Context: an optimization exercise on an open-source flow, tuned for small area and a short achievable clock period. The choices shown serve that exercise and are no tape-out recipe.
Where RTL was checked, it was by simulation tests only, not by an equivalence proof against the original.
The series may have gaps, and a smaller design here may also do less where the tests do not look.
Only the layout flow was run in run 4; the RTL was not checked for function there.
Power figures rest on the tool's default switching activity, not on a simulated workload.

==> run_1/flops_by_reg.png <==
Drawn at 2 px/um. Other sequential cells in the stronger grey, the rest of the logic in the fainter grey.
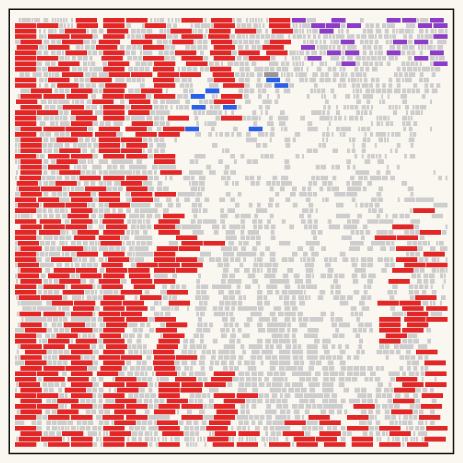
==> run_1/clk_routes.png <==
Drawn at 2 px/um.
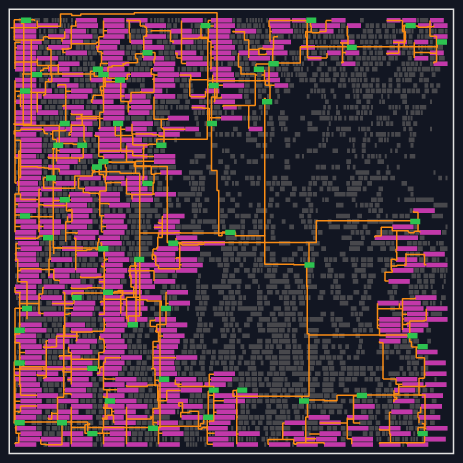
==> run_1/metal_density.png <==
Drawn at 1.5 px/um. The die is cut into 22 by 22 equal tiles; dark purple is low, yellow is high, scaled to the fullest tile. Values are wire area over tile area, all layers added.
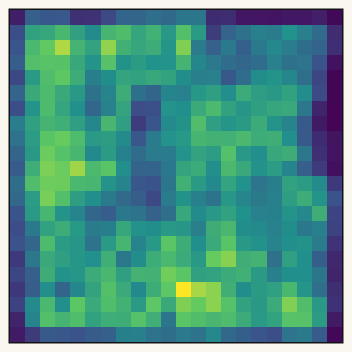
<file path="flow/design.v">
module store_buffer
(
    input   logic                       clock,
    input   logic                       reset,
    output  logic                       buffer_empty,
    output  logic                       buffer_full,
    input   logic                       get_oldest,
    output  logic [55:0]                oldest_info,
    input   logic                       push_valid,
    input   logic [55:0]                push_info,
    input   logic [1:0]                 search_valid,
    input   logic [1:0][14:0]           search_tag,
    input   logic                       search_way,
    output  logic [1:0]                 search_rsp_hit_tag,
    output  logic [1:0]                 search_rsp_hit_way,
    output  logic [1:0][55:0]           search_rsp
 );
localparam N = 8;
logic [N-1:0][55:0] info_ff;
logic [N-1:0]       valid_ff;
logic [N-1:0][2:0]  cnt_ff;
logic               pushed_ff;
assign buffer_empty = |valid_ff;
assign buffer_full  = &valid_ff;
function automatic logic ge3(input logic [2:0] a, input logic [2:0] b);
    logic c1, c2;
    c1  = a[0] | ~b[0];
    c2  = (a[1] & ~b[1]) | (a[1] & c1) | (~b[1] & c1);
    ge3 = (a[2] & ~b[2]) | (a[2] & c2) | (~b[2] & c2);
endfunction
logic [N-1:0][N-1:0] up;
always_comb begin
    up = '0;
    for (int i = 0; i < N; i++)
        for (int j = 0; j < N; j++)
            if (j < i)      up[i][j] = ge3(cnt_ff[i], cnt_ff[j]);
            else if (j > i) up[i][j] = !ge3(cnt_ff[j], cnt_ff[i]);
end
logic [N-1:0] old_sel;
always_comb
    for (int i = 0; i < N; i++) begin
        old_sel[i] = 1'b1;
        for (int j = 0; j < N; j++)
            if (j != i) old_sel[i] = old_sel[i] & !up[i][j];
    end
always_comb begin
    oldest_info = '0;
    for (int i = 0; i < N; i++)
        oldest_info = oldest_info | ({56{old_sel[i] & pushed_ff}} & info_ff[i]);
end
logic [1:0][N-1:0] htag, hway, selt, selw, sel;
logic [1:0]        any;
always_comb
    for (int t = 0; t < 2; t++) begin
        for (int k = 0; k < N; k++) begin
            htag[t][k] = search_valid[t] & valid_ff[k] & (info_ff[k][0] == t[0])
                       & (info_ff[k][55:41] == search_tag[t]);
            hway[t][k] = search_valid[t] & valid_ff[k] & (info_ff[k][0] == t[0])
                       & (info_ff[k][35] == search_way);
        end
        search_rsp_hit_tag[t] = |htag[t];
        search_rsp_hit_way[t] = |hway[t];
        any[t] = search_rsp_hit_tag[t] | search_rsp_hit_way[t];
        for (int i = 0; i < N; i++) begin
            selt[t][i] = htag[t][i];
            selw[t][i] = hway[t][i];
            for (int j = 0; j < N; j++)
                if (j != i) begin
                    selt[t][i] = selt[t][i] & !(htag[t][j] & !up[i][j]);
                    selw[t][i] = selw[t][i] & !(hway[t][j] & !up[i][j]);
                end
            sel[t][i] = selt[t][i] | (selw[t][i] & !search_rsp_hit_tag[t]);
        end
    end
always_comb begin
    search_rsp = '0;
    for (int t = 0; t < 2; t++)
        for (int i = 0; i < N; i++)
            search_rsp[t][55:1] = search_rsp[t][55:1] | ({55{sel[t][i]}} & info_ff[i][55:1]);
    search_rsp[0][0] = 1'b0;
    search_rsp[1][0] = any[1];
end
logic [N-1:0] free_oh;
always_comb begin
    free_oh = '0;
    for (int i = N-1; i >= 0; i--)
        if (!valid_ff[i]) free_oh = N'(1) << i;
    if (&valid_ff) free_oh = N'(1);
end
logic [N-1:0] valid_nx;
always_comb
    for (int i = 0; i < N; i++)
        valid_nx[i] = ((valid_ff[i] & !(get_oldest & old_sel[i])) | (push_valid & free_oh[i]))
                    & !sel[0][i] & !sel[1][i];
always @(posedge clock)
    if (reset) valid_ff <= '0;
    else       valid_ff <= valid_nx;
always @(posedge clock)
    if (reset)           pushed_ff <= 1'b0;
    else if (push_valid) pushed_ff <= 1'b1;
generate for (genvar i = 0; i < N; i++) begin : ENTRY
    always @(posedge clock)
        if (push_valid & free_oh[i]) info_ff[i] <= push_info;
    always @(posedge clock)
        if (reset)           cnt_ff[i] <= 3'd7;
        else if (push_valid) cnt_ff[i] <= free_oh[i] ? 3'd0 : cnt_ff[i] + 3'd1;
end
endgenerate
endmodule
</file>
<file path="flow/flow/run.sh">
#!/bin/bash
# Standard layout, with small port buffers and a setup target below the period.
set -euo pipefail
MARGIN=$(cat flow/margin.txt)
bash standard.sh 'BUFFER_PORTS_ARGS=-buffer_cell sky130_fd_sc_hd__buf_1' SETUP_SLACK_MARGIN=$MARGIN finish > standard.log 2>&1
</file>
<file path="flow/flow/margin.txt">
10
</file>
<file path="flow/standard.sh">
#!/bin/bash
# synth_recipe.tcl (not shown) runs the flow's synth.tcl, then flattens the netlist and writes it again
# the make line also repeats each setting of config.mk as NAME=value (left out here)
make -C /OpenROAD-flow-scripts/flow DESIGN_CONFIG=/design/flow/config.mk WORK_HOME=/design/flow/orfs CLKGATE_MAP_FILE= SYNTH_SCRIPT=/design/flow/synth_recipe.tcl "${@:-finish}"
</file>
<file path="flow/config.mk">
export PLATFORM = sky130hd
export DESIGN_NAME = store_buffer
export DESIGN_NICKNAME = store_buffer
export VERILOG_FILES = /design/flow/design.v
export SDC_FILE = /design/flow/constraint.sdc
export NUM_CORES = 4
export LEC_CHECK = 0
export CAP_MARGIN = 20
export CORE_MARGIN = 2
export CORE_UTILIZATION = 60
export CTS_BUF_LIST = sky130_fd_sc_hd__clkbuf_8
export CTS_CLUSTER_DIAMETER = 40
export CTS_CLUSTER_SIZE = 15
export PLACE_DENSITY = 0.7
export SLEW_MARGIN = 20
</file>
<file path="flow/constraint.sdc">
create_clock -name core_clock -period 22.0 [get_ports {clock}]
set_input_delay 4.4000 -clock core_clock [delete_from_list [all_inputs] [get_ports {clock}]]
set_output_delay 4.4000 -clock core_clock [all_outputs]
set_load 0.01 [all_outputs]
</file>
==> flow_summary.ini, run 1 <==
[clock_network]
root_buffer = clkbuf_8
clk_path_buf_depth = 3
cts.reportedPaths.clkPinSlew_ns = 0.07
cts_setup_buffers = 31

[hold_path]
hold_path_class = register to register

[synthesis]
synthAdderAreaFrac_pct = 0.424
netlist_instances = 2564
syn_nets = 2665
yosys.area.top_type_share_pct = 47.5
synth_most_common_cell = a22oi_1

[worst_setup_path]
critPathCapture = search_rsp[6]
cp_top_family = simple AND/OR/NAND/NOR gates
path_class = input pin to output pin

[final_layout]
largest_reg_flops = 448
fill_cells = 3175
nClkBuffers = 58

[status]
status = timing/DRC/antenna clean

[route]
drtPass1Iterations = 11
remaining_drc_errors = 0
wl_met3_um = 27900
wl_met2_um = 54700

[global_route]
antenna_found_initial = 8
grt_pass1_wl_um = 193000
grt_max_degree = 57

[timing]
hold_violations = 0

[floorplanning]
initial_core_util_pct = 60.9
io_pins = 267
taps = 607
die_x_um = 221

[power_and_ir_drop]
power_switching_uw = 632

[place]
dp_slack_ns = 8.60
Notes on flops_by_reg.png above:
info_ff: drawn in red, placed flops 448, where spread over the die. valid_ff: drawn in blue, placed flops 8, where north. cnt_ff: drawn in purple, placed flops 24, where north-east.
Another 1 sequential cells are not coloured.
sequential cell area share: 43.1%
register area: 0.0141 mm2
Seq. pwr: 1050 uW
post-route core utilization: 70.3%

Notes on clk_routes.png above:
flip-flops: drawn in magenta, count 481. clock wires: drawn in orange, length 5740 um. clock drivers: drawn in green, count 57.
Position of the flops: spread over the die. There are 58 routed clock nets.
Clock Skew: 0.0882 ns
clock power share: 34.9%
clk pwr: 713 uW
worst skew pair latency: 0.76 ns

Notes on metal_density.png above:
The mean over all tiles is 0.56. The densest ninth of the die: south. The fullest tile reaches 1.2. 51% of the tiles are over half the peak. 0.80% of the tiles are nearly empty.
Vias: 29800
drt wl/cell: 40.5 um
Tot GR Track Use: 53.6%

==> run_1/layer_met2.png <==
Drawn at 2 px/um. Cells faint in the background.
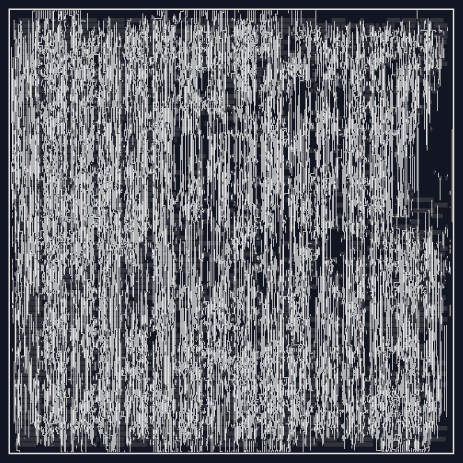

==> run 2, diff against run 1 <==
--- a/flow/design.v
+++ b/flow/design.v
@@ -21,5 +21,11 @@
 logic [N-1:0][2:0]  cnt_ff;
-logic               pushed_ff;
 assign buffer_empty = |valid_ff;
 assign buffer_full  = &valid_ff;
+logic [N-1:0] free_oh;
+always_comb begin
+    free_oh = '0;
+    for (int i = N-1; i >= 0; i--)
+        if (!valid_ff[i]) free_oh = N'(1) << i;
+    if (&valid_ff) free_oh = N'(1);
+end
 function automatic logic ge3(input logic [2:0] a, input logic [2:0] b);
@@ -38,9 +44,13 @@
 end
-logic [N-1:0] old_sel;
-always_comb
-    for (int i = 0; i < N; i++) begin
-        old_sel[i] = 1'b1;
-        for (int j = 0; j < N; j++)
-            if (j != i) old_sel[i] = old_sel[i] & !up[i][j];
-    end
+logic [N-1:0] old_sel, old_nx, wrap;
+always_comb begin
+    for (int i = 0; i < N; i++)
+        wrap[i] = free_oh[i] | (&cnt_ff[i]);
+    old_nx = '0;
+    for (int i = N-1; i >= 0; i--)
+        if (wrap[i]) old_nx = N'(1) << i;
+end
+always @(posedge clock)
+    if (reset)           old_sel <= '0;
+    else if (push_valid) old_sel <= old_nx;
 always_comb begin
@@ -48,3 +58,3 @@
     for (int i = 0; i < N; i++)
-        oldest_info = oldest_info | ({56{old_sel[i] & pushed_ff}} & info_ff[i]);
+        oldest_info = oldest_info | ({56{old_sel[i]}} & info_ff[i]);
 end
@@ -82,9 +92,2 @@
 end
-logic [N-1:0] free_oh;
-always_comb begin
-    free_oh = '0;
-    for (int i = N-1; i >= 0; i--)
-        if (!valid_ff[i]) free_oh = N'(1) << i;
-    if (&valid_ff) free_oh = N'(1);
-end
 logic [N-1:0] valid_nx;
@@ -97,5 +100,2 @@
     else       valid_ff <= valid_nx;
-always @(posedge clock)
-    if (reset)           pushed_ff <= 1'b0;
-    else if (push_valid) pushed_ff <= 1'b1;
 generate for (genvar i = 0; i < N; i++) begin : ENTRY
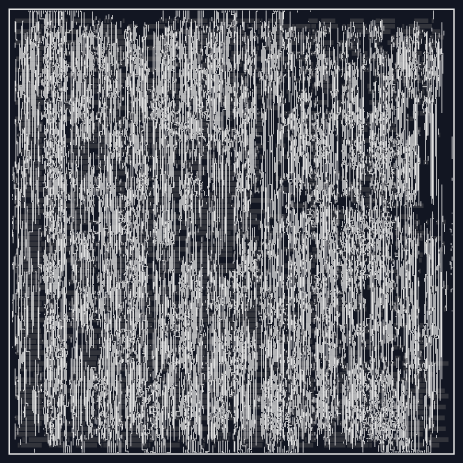
(run_2/layer_met2.png)
Drawn at 2 px/um. Cells faint in the background.
The layer carries 52.3 mm of wire. The layer holds 40% of the routed length. The longest straight run is 97.2 um. 2609 nets have wire on it.
Vias: 28800
M2 GR Usage: 71.3%
Post-Route WL: 131000 um

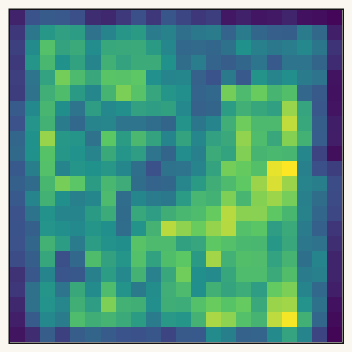
(run_2/metal_density.png)
Drawn at 1.5 px/um. The die is cut into 22 by 22 equal tiles; dark purple is low, yellow is high, scaled to the fullest tile. Values are wire area over tile area, all layers added.
The fullest tile reaches 1.1. 0.40% of the tiles are nearly empty. The emptiest ninth of the die: north-east. 48% of the tiles are over half the peak. The mean over all tiles is 0.52.
Tot GR Track Use: 50.9%
drt wl/cell: 38.1 um

==> flow_summary.ini, run 2 <==
[clock_network]
cts.reportedPaths.clkPinSlew_ns = 0.07
cts_made_buffers = 70

[floorplanning]
taps = 607
die_x_um = 222
io_pins = 267
initial_core_util_pct = 60.9

[final_layout]
sh_seq_area_pct = 44.2
largest_reg_flops = 448
seq_area_mm2 = 0.0143
fin_util_pct = 69.2
layout.nonclk_buf_share_pct = 6.02
fill_cells = 3411

[global_route]
grt_pass1_wl_um = 184000
antenna_found_initial = 17
grt_max_degree = 59

[worst_setup_path]
cp-start-kind = input pin
critPathCapture = search_rsp[38]
path_class = input pin to output pin
cp_top_family = simple AND/OR/NAND/NOR gates

[synthesis]
synth_most_common_cell = a22oi_1
yosys.area.top_type_share_pct = 47.3
synthAdderAreaFrac_pct = 0.986
syn_nets = 2666
avgSynthCellArea_um2 = 11.1
synth_top_family_by_area = compound AO/OA/AOI/OAI gates

[hold_path]
hold_path_class = register to register

[route]
wl_met3_um = 25400
drtPass1Iterations = 22
wl_met2_um = 52300

[power_and_ir_drop]
powerSeq_uw = 1060
power_switching_uw = 630

[status]
status = timing/DRC/antenna clean

[place]
dp_slack_ns = 8.81
dp.cells = 3255
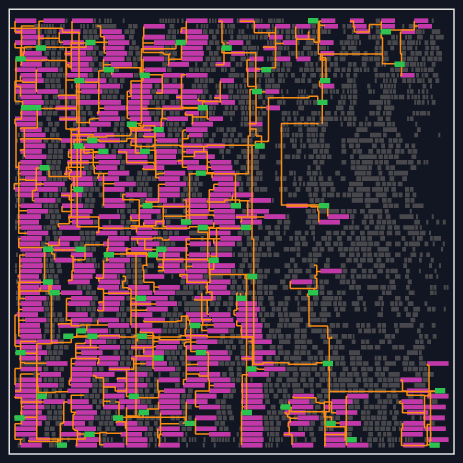
(run_2/clk_routes.png)
Drawn at 2 px/um.
flip-flops: drawn in magenta, count 488. clock wires: drawn in orange, length 5780 um. clock drivers: drawn in green, count 70.
Position of the flops: spread over the die. There are 71 routed clock nets.
worst skew pair latency: 0.68 ns
Clock Skew: 0.0264 ns
clock power share: 38.0%
clk pwr: 809 uW

==> run_2/flops_by_reg.png <==
Drawn at 2 px/um. Other sequential cells in the stronger grey, the rest of the logic in the fainter grey.
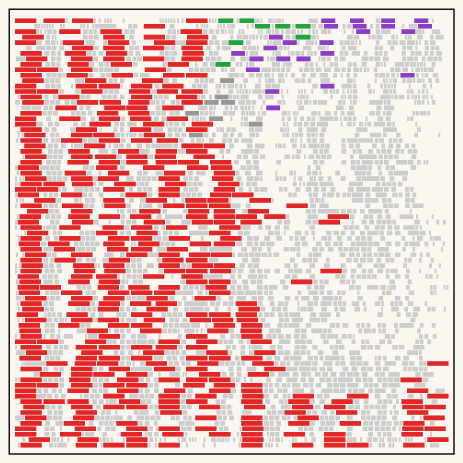

==> run 3, diff against run 2 <==
==> flow/run.sh (new file) <==
#!/bin/bash
# synth_recipe.tcl (not shown) runs the flow's synth.tcl, then flattens the netlist and writes it again
# the make line also repeats each setting of config.mk as NAME=value (left out here)
make -C /OpenROAD-flow-scripts/flow DESIGN_CONFIG=/design/flow/config.mk WORK_HOME=/design/flow/orfs CLKGATE_MAP_FILE= SYNTH_SCRIPT=/design/flow/synth_recipe.tcl finish
--- a/flow/config.mk
+++ b/flow/config.mk
@@ -14,2 +14,3 @@
 export PLACE_DENSITY = 0.7
+export SETUP_SLACK_MARGIN = 5
 export SLEW_MARGIN = 20
removed: flow/flow/run.sh
removed: flow/flow/margin.txt
removed: flow/standard.sh
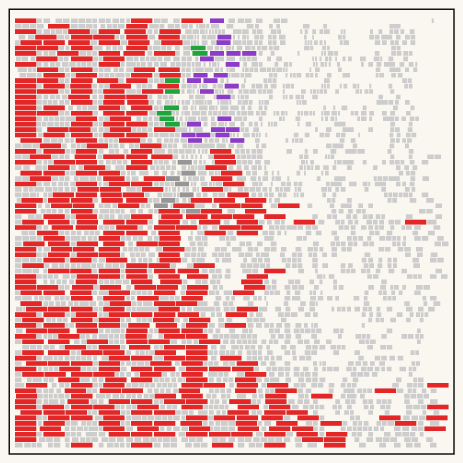
(run_3/flops_by_reg.png)
Drawn at 2 px/um. Other sequential cells in the stronger grey, the rest of the logic in the fainter grey.
cnt_ff: drawn in purple, placed flops 24, where north. old_sel: drawn in green, placed flops 8. info_ff: drawn in red, placed flops 448.
post-route core utilization: 69.8%
Seq. pwr: 1070 uW
register area: 0.0143 mm2
sequential cell area share: 43.8%

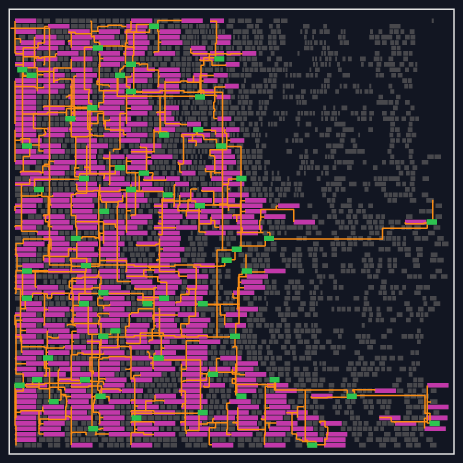
(run_3/clk_routes.png)
Drawn at 2 px/um.
flip-flops: drawn in magenta, count 488. clock wires: drawn in orange, length 5760 um. clock drivers: drawn in green, count 57.
There are 58 routed clock nets.
clk pwr: 696 uW
Clock Skew: 0.0363 ns
clock power share: 34.0%

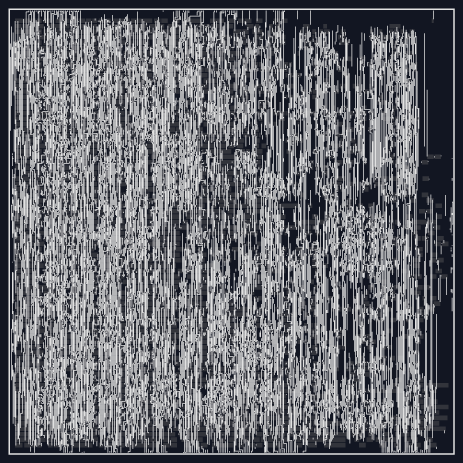
(run_3/layer_met2.png)
Drawn at 2 px/um. Cells faint in the background.
The layer carries 54.0 mm of wire. 2598 nets have wire on it. The longest straight run is 97.2 um. The wires run mostly vertical.
Vias: 29700
Post-Route WL: 136000 um

==> flow_summary.ini, run 3 <==
[final_layout]
nClkBuffers = 57
largest_reg_flops = 448
layout.nonclk_buf_share_pct = 9.22

[worst_setup_path]
cp-start-kind = input pin

[synthesis]
synth_most_common_cell = a22oi_1
synthAdderAreaFrac_pct = 0.986
avgSynthCellArea_um2 = 11.1
yosys.area.top_type_share_pct = 47.3

[clock_network]
cts.reportedPaths.clkPinSlew_ns = 0.10
cts_made_buffers = 57
root_buffer = clkbuf_8

[timing]
hold_violations = 0

[global_route]
grt_pass1_wl_um = 194000
grt_max_degree = 59
antenna_found_initial = 6
grtUsageTotal_pct = 53.3

[power_and_ir_drop]
power_switching_uw = 618

[floorplanning]
io_pins = 267

[status]
status = timing/DRC/antenna clean

[route]
wl_met2_um = 54000
wl_met3_um = 27000
drtPass1Iterations = 22

[hold_path]
hold_path_class = register to register

[place]
dp.cells = 3257
dp_slack_ns = 8.17
==> run_3/chip.png <==
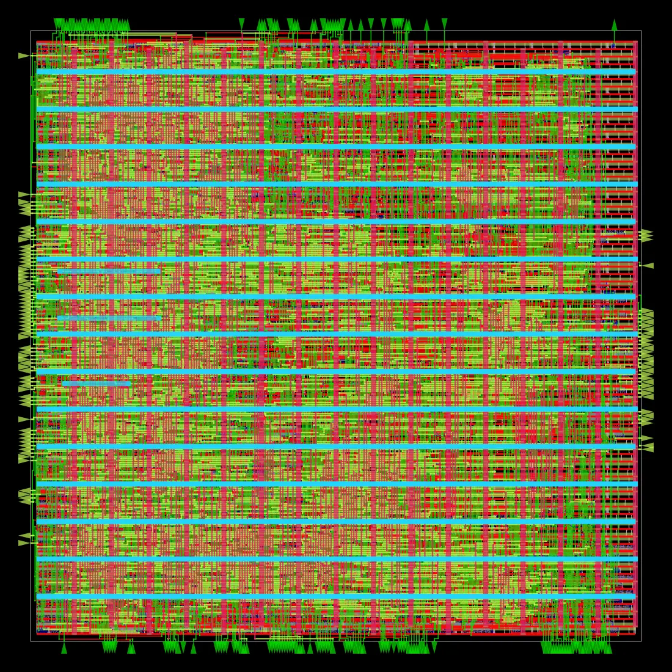

==> run 4, diff against run 3 <==
--- a/flow/design.v
+++ b/flow/design.v
@@ -21,17 +21,5 @@
 logic [N-1:0][2:0]  cnt_ff;
+logic               pushed_ff;
 assign buffer_empty = |valid_ff;
 assign buffer_full  = &valid_ff;
-logic [N-1:0] free_oh;
-always_comb begin
-    free_oh = '0;
-    for (int i = N-1; i >= 0; i--)
-        if (!valid_ff[i]) free_oh = N'(1) << i;
-    if (&valid_ff) free_oh = N'(1);
-end
-function automatic logic ge3(input logic [2:0] a, input logic [2:0] b);
-    logic c1, c2;
-    c1  = a[0] | ~b[0];
-    c2  = (a[1] & ~b[1]) | (a[1] & c1) | (~b[1] & c1);
-    ge3 = (a[2] & ~b[2]) | (a[2] & c2) | (~b[2] & c2);
-endfunction
 logic [N-1:0][N-1:0] up;
@@ -41,16 +29,12 @@
         for (int j = 0; j < N; j++)
-            if (j < i)      up[i][j] = ge3(cnt_ff[i], cnt_ff[j]);
-            else if (j > i) up[i][j] = !ge3(cnt_ff[j], cnt_ff[i]);
+            if (j < i)      up[i][j] = (cnt_ff[i] >= cnt_ff[j]);
+            else if (j > i) up[i][j] = !(cnt_ff[j] >= cnt_ff[i]);
 end
-logic [N-1:0] old_sel, old_nx, wrap;
-always_comb begin
-    for (int i = 0; i < N; i++)
-        wrap[i] = free_oh[i] | (&cnt_ff[i]);
-    old_nx = '0;
-    for (int i = N-1; i >= 0; i--)
-        if (wrap[i]) old_nx = N'(1) << i;
-end
-always @(posedge clock)
-    if (reset)           old_sel <= '0;
-    else if (push_valid) old_sel <= old_nx;
+logic [N-1:0] old_sel;
+always_comb
+    for (int i = 0; i < N; i++) begin
+        old_sel[i] = 1'b1;
+        for (int j = 0; j < N; j++)
+            if (j != i) old_sel[i] = old_sel[i] & !up[i][j];
+    end
 always_comb begin
@@ -58,5 +42,5 @@
     for (int i = 0; i < N; i++)
-        oldest_info = oldest_info | ({56{old_sel[i]}} & info_ff[i]);
+        oldest_info = oldest_info | ({56{old_sel[i] & pushed_ff}} & info_ff[i]);
 end
-logic [1:0][N-1:0] htag, hway, selt, selw, sel;
+logic [1:0][N-1:0] htag, hway, hsel, sel;
 logic [1:0]        any;
@@ -72,12 +56,8 @@
         search_rsp_hit_way[t] = |hway[t];
-        any[t] = search_rsp_hit_tag[t] | search_rsp_hit_way[t];
+        any[t]  = search_rsp_hit_tag[t] | search_rsp_hit_way[t];
+        hsel[t] = search_rsp_hit_tag[t] ? htag[t] : hway[t];
         for (int i = 0; i < N; i++) begin
-            selt[t][i] = htag[t][i];
-            selw[t][i] = hway[t][i];
+            sel[t][i] = hsel[t][i];
             for (int j = 0; j < N; j++)
-                if (j != i) begin
-                    selt[t][i] = selt[t][i] & !(htag[t][j] & !up[i][j]);
-                    selw[t][i] = selw[t][i] & !(hway[t][j] & !up[i][j]);
-                end
-            sel[t][i] = selt[t][i] | (selw[t][i] & !search_rsp_hit_tag[t]);
+                if (j != i) sel[t][i] = sel[t][i] & (!hsel[t][j] | up[i][j]);
         end
@@ -92,2 +72,9 @@
 end
+logic [N-1:0] free_oh;
+always_comb begin
+    free_oh = '0;
+    for (int i = N-1; i >= 0; i--)
+        if (!valid_ff[i]) free_oh = N'(1) << i;
+    if (&valid_ff) free_oh = N'(1);
+end
 logic [N-1:0] valid_nx;
@@ -100,2 +87,5 @@
     else       valid_ff <= valid_nx;
+always @(posedge clock)
+    if (reset)           pushed_ff <= 1'b0;
+    else if (push_valid) pushed_ff <= 1'b1;
 generate for (genvar i = 0; i < N; i++) begin : ENTRY
==> flow/config.mk (replaced) <==
export PLATFORM = sky130hd
export DESIGN_NAME = store_buffer
export DESIGN_NICKNAME = store_buffer
export VERILOG_FILES = /design/flow/design.v
export SDC_FILE = /design/flow/constraint.sdc
export NUM_CORES = 4
export LEC_CHECK = 0
export CAP_MARGIN = 20
export CORE_MARGIN = 2
export CORE_UTILIZATION = 30
export PLACE_DENSITY = 0.5
export SLEW_MARGIN = 20
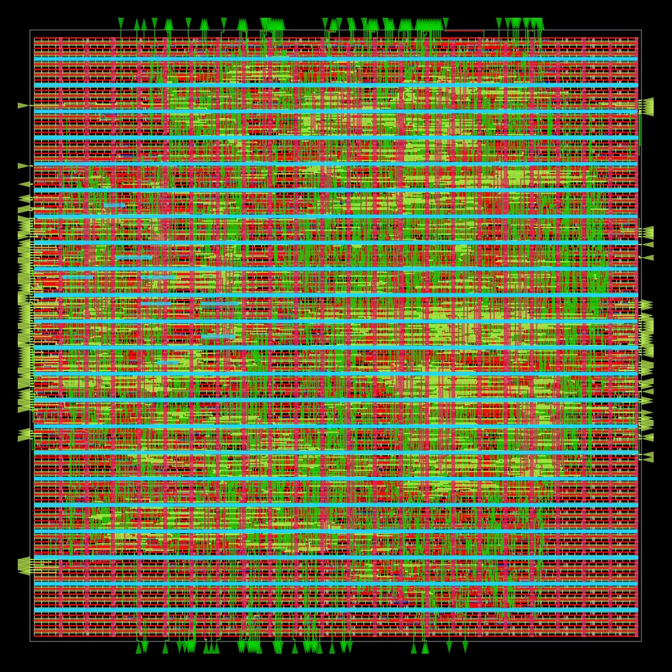
(run_4/chip.png)
fin cells: 4136
Post-Route WL: 153000 um
die width: 317 um
die extent in y: 317 um
design area: 0.0350 mm2

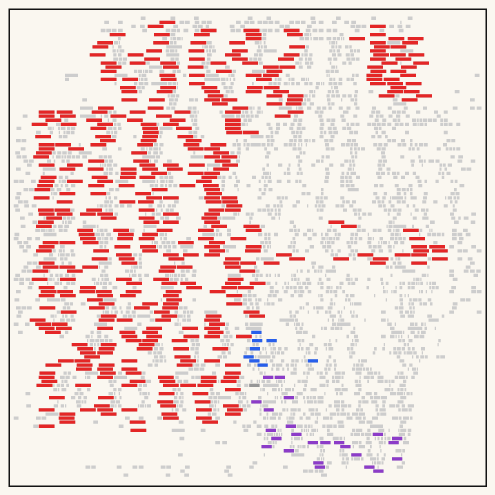
(run_4/flops_by_reg.png)
Drawn at 1.5 px/um. Other sequential cells in the stronger grey, the rest of the logic in the fainter grey.
cnt_ff: drawn in purple, placed flops 24. valid_ff: drawn in blue, placed flops 8, where south. info_ff: drawn in red, placed flops 448, where spread over the die.
register area: 0.0141 mm2
sequential cell area share: 40.3%
post-route core utilization: 36.1%
Seq. pwr: 1050 uW

==> flow_summary.ini, run 4 <==
[global_route]
antenna_found_initial = 19
grtUsageTotal_pct = 29.2
grt_pass1_wl_um = 209000
grt.met2_usage_pct = 44.5

[place]
dp.cells = 4033

[floorplanning]
io_pins = 267
taps = 1276

[clock_network]
cts_made_buffers = 53
cts_setup_buffers = 0
clk_path_buf_depth = 3
cts.reportedPaths.clkPinSlew_ns = 0.06

[final_layout]
largest_reg_flops = 448
nClkBuffers = 61
fill_cells = 9302

[status]
status = timing/DRC/antenna clean

[synthesis]
syn_nets = 2818
netlist_instances = 2633
synth_top_family_by_area = compound AO/OA/AOI/OAI gates
avgSynthCellArea_um2 = 11.2
synthAdderAreaFrac_pct = 3.92

[route]
remaining_drc_errors = 0
wl_met3_um = 19400
wl_met2_um = 66700

[worst_setup_path]
critPathCapture = search_rsp[35]
cp-start-kind = input pin

[hold_path]
hold_path_class = register to register
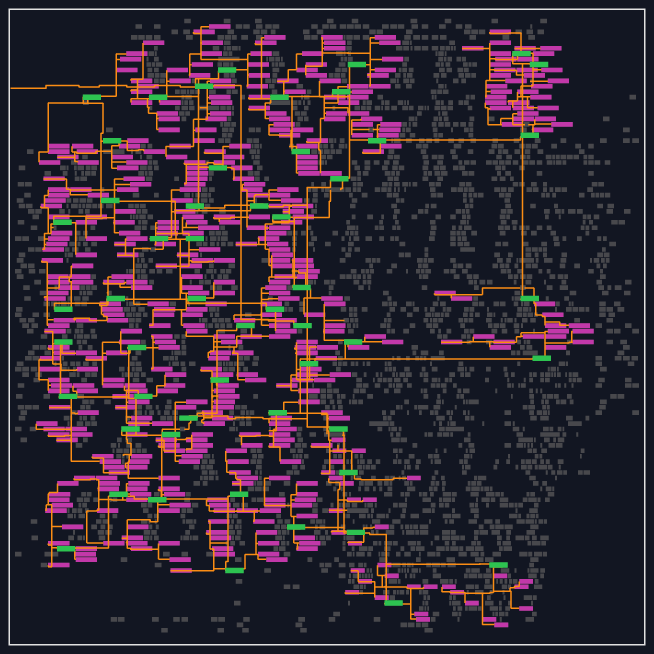
(run_4/clk_routes.png)
Drawn at 2 px/um.
flip-flops: drawn in magenta, count 481. clock drivers: drawn in green, count 53. clock wires: drawn in orange, length 6420 um.
There are 54 routed clock nets. Position of the flops: spread over the die.
clk pwr: 892 uW
worst skew pair latency: 0.63 ns
clock power share: 39.3%
Clock Skew: 0.0283 ns

## what the ideal ports hide
Ports are ideal in the flow. The routed layouts listed here were re-timed in OpenROAD.
Step 1, drivers: a clkbuf_16 drives clock and a buf_2 each remaining input, both assumed.
Step 2 moves the port delays by t, midway between the first and last clock arrival at a register: inputs arrive t later, outputs are due t later. That takes back most of the time a late clock gives input paths.
Three values: ideal ports, drivers, drivers and shift; two values: the first two.
run | shift t [ns] | setup WS [ns] | pins driven straight from the clock port
run 1 | 0.779 | 9.847 / 9.760 / 9.760 | 1
run 2 | 0.738 | 9.897 / 9.755 / 9.755 | 1
run 3 | 0.753 | 7.756 / 7.732 / 7.732 | 1
run 4 | 0.682 | 7.047 / 7.020 / 7.020 | 1
After both steps every run listed still meets setup and hold. The setup slack of run 2, which loses most, moves by -0.142 ns with the drivers and by -0.142 ns with both steps.
